From an optimization exercise on the open Yosys and OpenROAD flow, aimed at a short achievable clock period and few clock cycles; shortcuts taken in it are not production practice.
Function was checked by simulation only, so behaviour that the tests miss may differ from the original.
Power figures rest on the tool's default switching activity, not on a simulated workload.

--- flow/run.sh ---
#!/bin/bash
# synth_recipe.tcl (not shown) runs the flow's synth.tcl, then flattens the netlist and writes it again
# the make line also repeats each setting of config.mk as NAME=value (left out here)
make -C /OpenROAD-flow-scripts/flow DESIGN_CONFIG=/design/flow/config.mk WORK_HOME=/design/flow/orfs CLKGATE_MAP_FILE= SYNTH_SCRIPT=/design/flow/synth_recipe.tcl finish
--- flow/config.mk ---
export PLATFORM = sky130hd
export DESIGN_NAME = CPU
export DESIGN_NICKNAME = CPU
export VERILOG_FILES = /design/flow/design.v
export SDC_FILE = /design/flow/constraint.sdc
export NUM_CORES = 4
export LEC_CHECK = 0
export CAP_MARGIN = 20
export CORE_MARGIN = 2
export CORE_UTILIZATION = 45
export SLEW_MARGIN = 20
--- flow/constraint.sdc ---
create_clock -name core_clock -period 15.0 [get_ports {clk}]
set_input_delay 3.0000 -clock core_clock [delete_from_list [all_inputs] [get_ports {clk}]]
set_output_delay 3.0000 -clock core_clock [all_outputs]
set_load 0.01 [all_outputs]
--- flow/design.v ---
module alu(rs1,rs2,alu_control,funct3,funct7,zero,alu_out);
input [31:0] rs1;
input [31:0] rs2;
input [3:0] alu_control;
input [2:0] funct3;
input [6:0] funct7;
output reg zero;             
output reg[31:0] alu_out;
always @(*)begin
	alu_out=0;
	zero=0;
	case(alu_control)
		4'b0000:begin 
			case(funct3)
				0:begin
					if(funct7==7'b0000000)begin 
						alu_out=rs1+rs2;
					end
					else begin 
						alu_out=rs1-rs2;
					end
				end
				1:begin
					alu_out=rs1<<rs2[4:0];
				end
				2:begin
					alu_out=($signed(rs1) < $signed(rs2))?1:0;
				end
				3:begin
					alu_out=(rs1<rs2)?1:0;
				end
				4:begin
					alu_out=rs1^rs2;
				end
				5:begin
					if(funct7==7'b0000000)begin
						alu_out=rs1>>rs2[4:0];
					end
					else begin
						alu_out=$signed(rs1)>>>rs2[4:0];
					end
				end
				6:begin
					alu_out=rs1|rs2;
				end
				default:begin
					alu_out=rs1&rs2;
				end
			endcase
		end
		4'b0001:begin 
			alu_out=rs1+rs2;
		end
		4'b0010:begin 
			case(funct3)
				0:begin
					alu_out=rs1+rs2;
				end
				1:begin
					alu_out=rs1<<rs2[4:0];
				end
				2:begin
					alu_out=($signed(rs1)<$signed(rs2))?1:0;
				end
				3:begin
					alu_out=(rs1<rs2)?1:0;
				end
				4:begin
					alu_out=rs1^rs2;
				end
				5:begin
					if(rs2[11:5]==7'b0000000)begin
						alu_out=rs1>>rs2[4:0];
					end
					else begin
						alu_out=$signed(rs1)>>>rs2[4:0];
					end
				end
				6:begin
					alu_out=rs1|rs2;
				end
				default:begin
					alu_out=rs1&rs2;
				end
			endcase
		end
		4'b0011:begin 
			alu_out=rs1+rs2;
		end
		4'b0100:begin 
			case(funct3)
				0:zero=(rs1==rs2);
				1:zero=(rs1!=rs2);
				4:zero=($signed(rs1)<$signed(rs2));
				5:zero=($signed(rs1)>=$signed(rs2));
				6:zero=(rs1<rs2);
				7:zero=(rs1>=rs2);
				default:zero=0;
			endcase
		end
		4'b0101:begin 
			alu_out=rs2;
		end
		4'b0110:begin 
			alu_out=rs1+rs2;
		end
		default:begin
			alu_out=0;
			zero=0;
		end
	endcase
end
endmodule
module decoder(instr_out,control_signal);
input [31:0] instr_out;
output reg [13:0] control_signal;
always @(*) begin
case (instr_out[6:0])
	7'b0110011:begin 
		control_signal=14'b0000_1100_00_0001;
		end
	7'b0000011:begin 
		control_signal=14'b0001_1110_00_1000;
		end
	7'b0010011:begin 
		control_signal=14'b0010_1100_00_1001;
		end
	7'b0100011:begin 
		control_signal=14'b0011_0101_00_1000;
		end
	7'b1100011:begin 
		control_signal=14'b0100_0100_11_0000;
		end
	7'b0110111:begin 
		control_signal=14'b0101_1111_00_1111;
		end
	7'b1100111:begin 
		control_signal=14'b0110_1011_10_1011;
		end
	7'b0010111:begin 
		control_signal=14'b0111_1100_00_0111;
		end
	7'b1101111:begin 
		control_signal=14'b1000_1000_01_0011;
		end
	default:
		control_signal=14'b0000_0000_00_0000;
endcase
end
endmodule
module immgen(instr,imm);
input [31:0] instr;
output reg [31:0]imm;
always@(*)begin
	case(instr[6:0])
		7'b0000011,7'b0010011,7'b1100111:begin           
			if(instr[31]==1)begin 
				imm={{20{1'b1}},instr[31:20]};
			end
			else begin
				imm={{20{1'b0}},instr[31:20]};
			end
		end
		7'b0100011:begin 
			if(instr[31]==1)begin
				imm = {{20{1'b1}} , instr[31:25] , instr[11:7]};
			end
			else begin
				imm = {{20{1'b0}} , instr[31:25] , instr[11:7]};
			end
		end
		7'b1100011:begin  
			if(instr[31]==1)begin
				imm = {{19{1'b1}} , instr[31] , instr[7] , instr[30:25] , instr[11:8],1'b0};
			end
			else begin
				imm = {{19{1'b0}} , instr[31] , instr[7] , instr[30:25] , instr[11:8],1'b0};
			end
		end
		7'b0010111,7'b0110111:begin 
			imm={instr[31:12],{12{1'b0}}};
		end
		7'b1101111:begin 
			if(instr[31]==1)begin
				imm = {{11{1'b1}} , instr[31] , instr[19:12] , instr[20] , instr[30:21] , 1'b0};
			end
			else begin
				imm = {{11{1'b0}} , instr[31] , instr[19:12] , instr[20] , instr[30:21] , 1'b0};
			end
		end
		default:begin
			imm=0;
		end
	endcase
end
endmodule
module regfile(clk,rs1_addr,rs2_addr,rd_addr,reg_wrt,rd_data,rs1_data,rs2_data);
input clk;
input [4:0] rs1_addr;
input [4:0] rs2_addr;
input [4:0] rd_addr;
input reg_wrt;
input [31:0] rd_data;
output reg[31:0] rs1_data;
output reg[31:0] rs2_data;
reg [31:0] r [1:31];
always@(posedge clk) begin
	rs1_data <= (rs1_addr == 5'd0) ? 32'd0 : r[rs1_addr];
	rs2_data <= (rs2_addr == 5'd0) ? 32'd0 : r[rs2_addr];
	if(reg_wrt && rd_addr != 5'd0)
		r[rd_addr] <= rd_data;
end
endmodule
module CPU(
    input             clk,
    input             rst,
    input      [31:0] data_out,
    input      [31:0] instr_out,
    output reg        instr_read,
    output reg        data_read,
    output reg [31:0] instr_addr,
    output reg [31:0] data_addr,
    output reg [3:0]  data_write,
    output reg [31:0] data_in
);
localparam S_IF  = 2'd0;
localparam S_ID  = 2'd1;
localparam S_EX  = 2'd2;
localparam S_MEM = 2'd3;
reg  [1:0]  state;
reg  [31:0] pc;
reg  [31:0] ir;
reg  [1:0]  ld_off;
wire [13:0] signal;
wire [31:0] rs1_data;
wire [31:0] rs2_data;
wire [31:0] imm;
wire [31:0] src2;
wire        zero;
wire [31:0] alu_out;
wire [31:0] pc_plus_imm;
wire [31:0] pc_plus4;
reg  [31:0] rd_data;
reg         reg_wrt;
reg  [31:0] next_pc;
reg  [31:0] ld_data;
wire [6:0] opcode = ir[6:0];
wire [2:0] funct3 = ir[14:12];
wire is_load   = (opcode == 7'b0000011);
wire is_store  = (opcode == 7'b0100011);
wire is_branch = (opcode == 7'b1100011);
wire is_jal    = (opcode == 7'b1101111);
wire is_jalr   = (opcode == 7'b1100111);
wire is_auipc  = (opcode == 7'b0010111);
decoder decoder(
.instr_out(ir),
.control_signal(signal)
);
regfile regfile(
.clk(clk),
.rs1_addr(instr_out[19:15]),
.rs2_addr(instr_out[24:20]),
.rd_addr(ir[11:7]),
.reg_wrt(reg_wrt),
.rd_data(rd_data),
.rs1_data(rs1_data),
.rs2_data(rs2_data)
);
immgen immgen(
.instr(ir),
.imm(imm)
);
assign pc_plus4    = pc + 32'd4;
assign pc_plus_imm = pc + imm;
assign src2 = signal[3] ? imm : rs2_data;
alu alu(
.rs1(rs1_data),
.rs2(src2),
.alu_control(signal[13:10]),
.funct3(funct3),
.funct7(ir[31:25]),
.zero(zero),
.alu_out(alu_out)
);
always @(*) begin
	case (funct3)
		3'b000: begin
			case (ld_off)
				2'd0: ld_data = {{24{data_out[7]}},  data_out[7:0]};
				2'd1: ld_data = {{24{data_out[15]}}, data_out[15:8]};
				2'd2: ld_data = {{24{data_out[23]}}, data_out[23:16]};
				default: ld_data = {{24{data_out[31]}}, data_out[31:24]};
			endcase
		end
		3'b001: ld_data = ld_off[1] ? {{16{data_out[31]}}, data_out[31:16]}
		                            : {{16{data_out[15]}}, data_out[15:0]};
		3'b100: begin
			case (ld_off)
				2'd0: ld_data = {24'd0, data_out[7:0]};
				2'd1: ld_data = {24'd0, data_out[15:8]};
				2'd2: ld_data = {24'd0, data_out[23:16]};
				default: ld_data = {24'd0, data_out[31:24]};
			endcase
		end
		3'b101: ld_data = ld_off[1] ? {16'd0, data_out[31:16]} : {16'd0, data_out[15:0]};
		default: ld_data = data_out;
	endcase
end
always @(*) begin
	if ((is_branch && zero) || is_jal)
		next_pc = pc_plus_imm;
	else if (is_jalr)
		next_pc = {alu_out[31:1], 1'b0};
	else
		next_pc = pc_plus4;
end
always @(*) begin
	reg_wrt = 1'b0;
	rd_data = alu_out;
	if (state == S_MEM) begin
		reg_wrt = 1'b1;
		rd_data = ld_data;
	end else if (state == S_EX && !is_load) begin
		reg_wrt = signal[9];
		if (is_jal || is_jalr)
			rd_data = pc_plus4;
		else if (is_auipc)
			rd_data = pc_plus_imm;
	end
end
always @(*) begin
	instr_read = (state == S_IF);
	instr_addr = pc;
	data_addr  = alu_out;
	data_read  = (state == S_EX) && is_load;
	data_write = 4'b0000;
	data_in    = rs2_data;
	if (state == S_EX && is_store) begin
		case (funct3)
			3'b000: begin
				data_write = 4'b0001 << alu_out[1:0];
				data_in    = {4{rs2_data[7:0]}};
			end
			3'b001: begin
				data_write = alu_out[1] ? 4'b1100 : 4'b0011;
				data_in    = {2{rs2_data[15:0]}};
			end
			default: data_write = 4'b1111;
		endcase
	end
end
always @(posedge clk) begin
	if (rst) begin
		state <= S_IF;
		pc    <= 32'd0;
	end else begin
		case (state)
			S_IF: state <= S_ID;
			S_ID: begin
				ir    <= instr_out;
				state <= S_EX;
			end
			S_EX: begin
				ld_off <= alu_out[1:0];
				if (is_load) begin
					state <= S_MEM;
				end else begin
					pc    <= next_pc;
					state <= S_IF;
				end
			end
			default: begin
				pc    <= pc_plus4;
				state <= S_IF;
			end
		endcase
	end
end
endmodule
M1 wires:
Scale: 1.5 px per um.
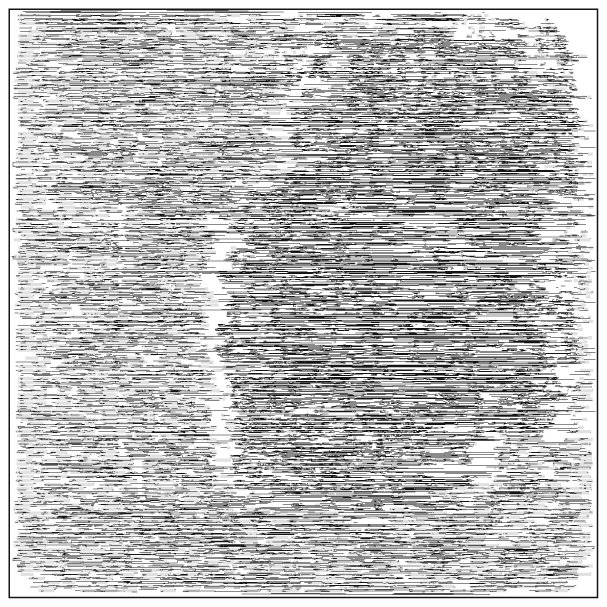
share of all routed wire: 39%
wire length on this layer: 122 mm

Metal 2:
Scale: 1 px per um.
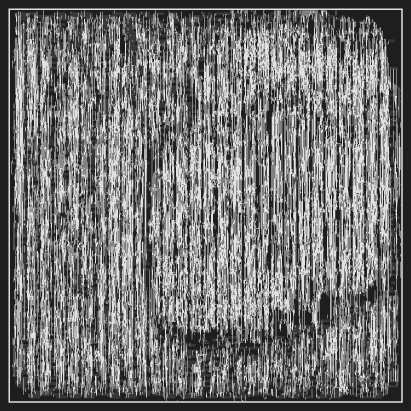
share of all routed wire: 44%
longest straight run: 156 um
nets with wire on the layer: 4884
main direction: vertical
wire length on this layer: 139 mm

==> run notes <==
* Status: no timing/DRC/antenna violations
* DR vias at 54900
* Yosys warnings at 5
* Detailed-placement wirelength estimate at roughly 220000 um
* Clock Path Buffers at 3
* Crit. End Element: output pin
* Distinct cell type count after synthesis at ~110
* Power Combinational at approximately 2200 uW
* WL final at 317000 um
* Seq pwr share at 41.8%
* PD cells at between 100 and 150 mW/mm^2
* Max-cap violations at 0
* DRC Markers at 0
* Sequential area share after synthesis at between 40% and 50%
* Vias per inst at 7.20
* CTS resizes at 0
* Final std cells w/o fill at about 7600
* Area growth syn-to-layout at 12.5%
* Starting Density at a little under half
* Hold Slack at roughly 590 ps
* Metal3 WL at 33500 um
* Largest net degree at the start of global routing at 117
* Clock Power at approximately 3000 uW
* Busiest grt layer: met2
* Tcrit/Tclk final at roughly four fifths
* Worst-skew pair later-pin latency at a little over 800 ps
* Max Fanout on Critical Path at 20
* Die height at 391 um
* Vias in the first global route at about 52000
* Fmax achieved at around 83 MHz
* Worst VDD drop at between 0.1 and 0.15 mV
* Register clock-pin slew on the reported worst setup and hold paths at approximately 60 ps
* Initial drt markers at ~8000
* Placement Rows at between 100 and 150
* Slew @ Worst Pin at 1350 ps
* Hold Startpoint: pc[26]
* Hold Path End: pc[26]
* Layout cell share with drive strength beyond 1 at 20.3%
* Setup Viol. Count Final at 0
* Cell count after synthesis at approximately 5400
* Routed Antenna Nets at 0
* Min cycle time layout at between 10000 and 15000 ps
* Max_slew headroom at 8.86%
* Yosys top cell area share at roughly 46%
* Synthesized net count at around 5600
* Count of input and output buffers at about 170
* FF-to-FF path depth at 20
* M1 WL at roughly 120000 um
* WL met2 at ~140000 um
Testbench counts, summed over its fixed seeds: cycles 50,174.
The metal 3 layer:
Scale: 1 px per um.
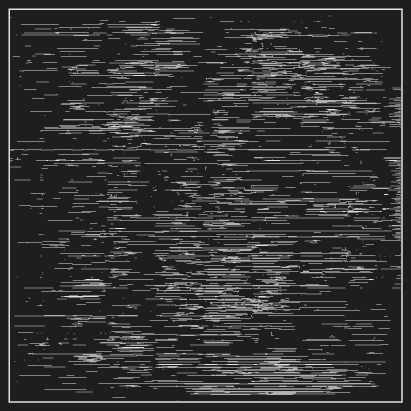
longest straight run: 223 um
wire length on this layer: 33.5 mm
share of all routed wire: 11%
main direction: horizontal

Signal wires on met4:
Scale: 1 px per um.
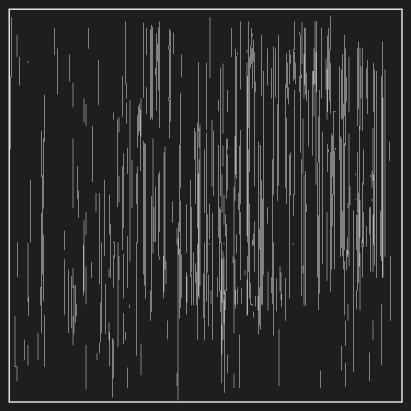
share of all routed wire: 7.1%
main direction: vertical

-- state kept, by name, summed over array words and instances, names as in the netlist --
name,flops
pc,32
ld_off,2
regfile.rs2_data,32
state,2
ir,32
regfile.rs1_data,32
regfile.r,992
-- cell families (layout without fill, tap and decap cells) --
group / Yosys count / in the layout / share of synthesized area [%]
AOI/OAI and AO/OA: 1478 / 1478 / 14.7
muxes: 736 / 736 / 20.6
xor gates and xnor gates: 109 / 109 / 1.41
DFF: 1124 / 1124 / 48.6
other: 0 / 8 / 0
buffers and inverters: 589 / 735 / 3.53
and+or+nand+nor: 1291 / 1291 / 8.96
adders and majority gates: 121 / 121 / 2.24
-- through the flow --
step	instance area, um^2	power (uW)	worst slack, ps	utilization [%]
finish	75900	8920	2970	50.8
global route	75900	9140	2830	50.8
CTS	75900	8870	3310	50.8
detailed placement	72000	5920	4090	48.2
global placement	72000	5930	3350	48.2
floorplan	67500	4940	6640	-
-- how the worst max path moves through the flow --
stage / cells past startpoint / startpoint / slack (ps) / to
after global routing: 21 / ir[5] / 2830 / data_addr[27]
after detailed placement: 20 / ir[5] / 4090 / data_addr[27]
final: 20 / ir[5] / 2970 / data_addr[27]
after global placement: 20 / ir[5] / 3350 / data_addr[29]
after floorplan: 22 / ir[13] / 6640 / data_addr[28]
after CTS: 20 / ir[5] / 3310 / data_addr[27]
-- worst register-to-register path, delay by kind of cell, from the launching register on --
| kind | cells | cell delay [ps] |
|---|---|---|
| fa+ha+maj | 1 | 530 |
| flops | 1 | 770 |
| compound gates | 7 | 2050 |
| buf+inv | 1 | 90 |
| simple gates | 11 | 5820 |
-- cell type report --
| cell class | instances | area (um^2) |
|---|---|---|
| fillers | 12900 | 73500 |
| repair buffers | 371 | 3250 |
| clock buffers | 153 | 3120 |
| flip-flops and latches | 1124 | 32800 |
| multi-input cells | 3735 | 32900 |
| clock inverters | 66 | 796 |
| diodes | 8 | 20.0 |
| well taps | 2016 | 2520 |
| inverters | 145 | 557 |
-- synth_stat cells, drive strengths merged, types with 119 or more instances --
| library cell | n |
|---|---|
| mux4 | 514 |
| nor3 | 119 |
| buf | 157 |
| nor2 | 350 |
| mux2i | 157 |
| nand2 | 352 |
| nand3 | 211 |
| clkbuf | 287 |
| a21oi | 391 |
| inv | 141 |
| o21ai | 326 |
| edfxtp | 1026 |

-- static timing again, ports no longer ideal --
The flow's constraints put no driver on any port. The routed layout listed below was extracted and timed again, unchanged, in two steps.
Step 1, drivers: a clkbuf_16 drives clk and a buf_2 each remaining input, both assumed.
Step 2, shift: input delay + t, output delay - t, t = (earliest + latest rising clock arrival at the registers) / 2. This alone moves slack from input paths to output paths.
Slacks: no drivers / after step 1 / after step 2; pairs: no drivers / after step 1.
t, ns: 0.843
slack for setup (ns): 2.968 / 2.883 / 3.726
worst data-port slew with drivers (ns): 0.07
After both steps setup and hold are still met in this run. For this run, drivers alone change the setup slack by -0.085 ns; drivers and shift together by +0.758 ns.
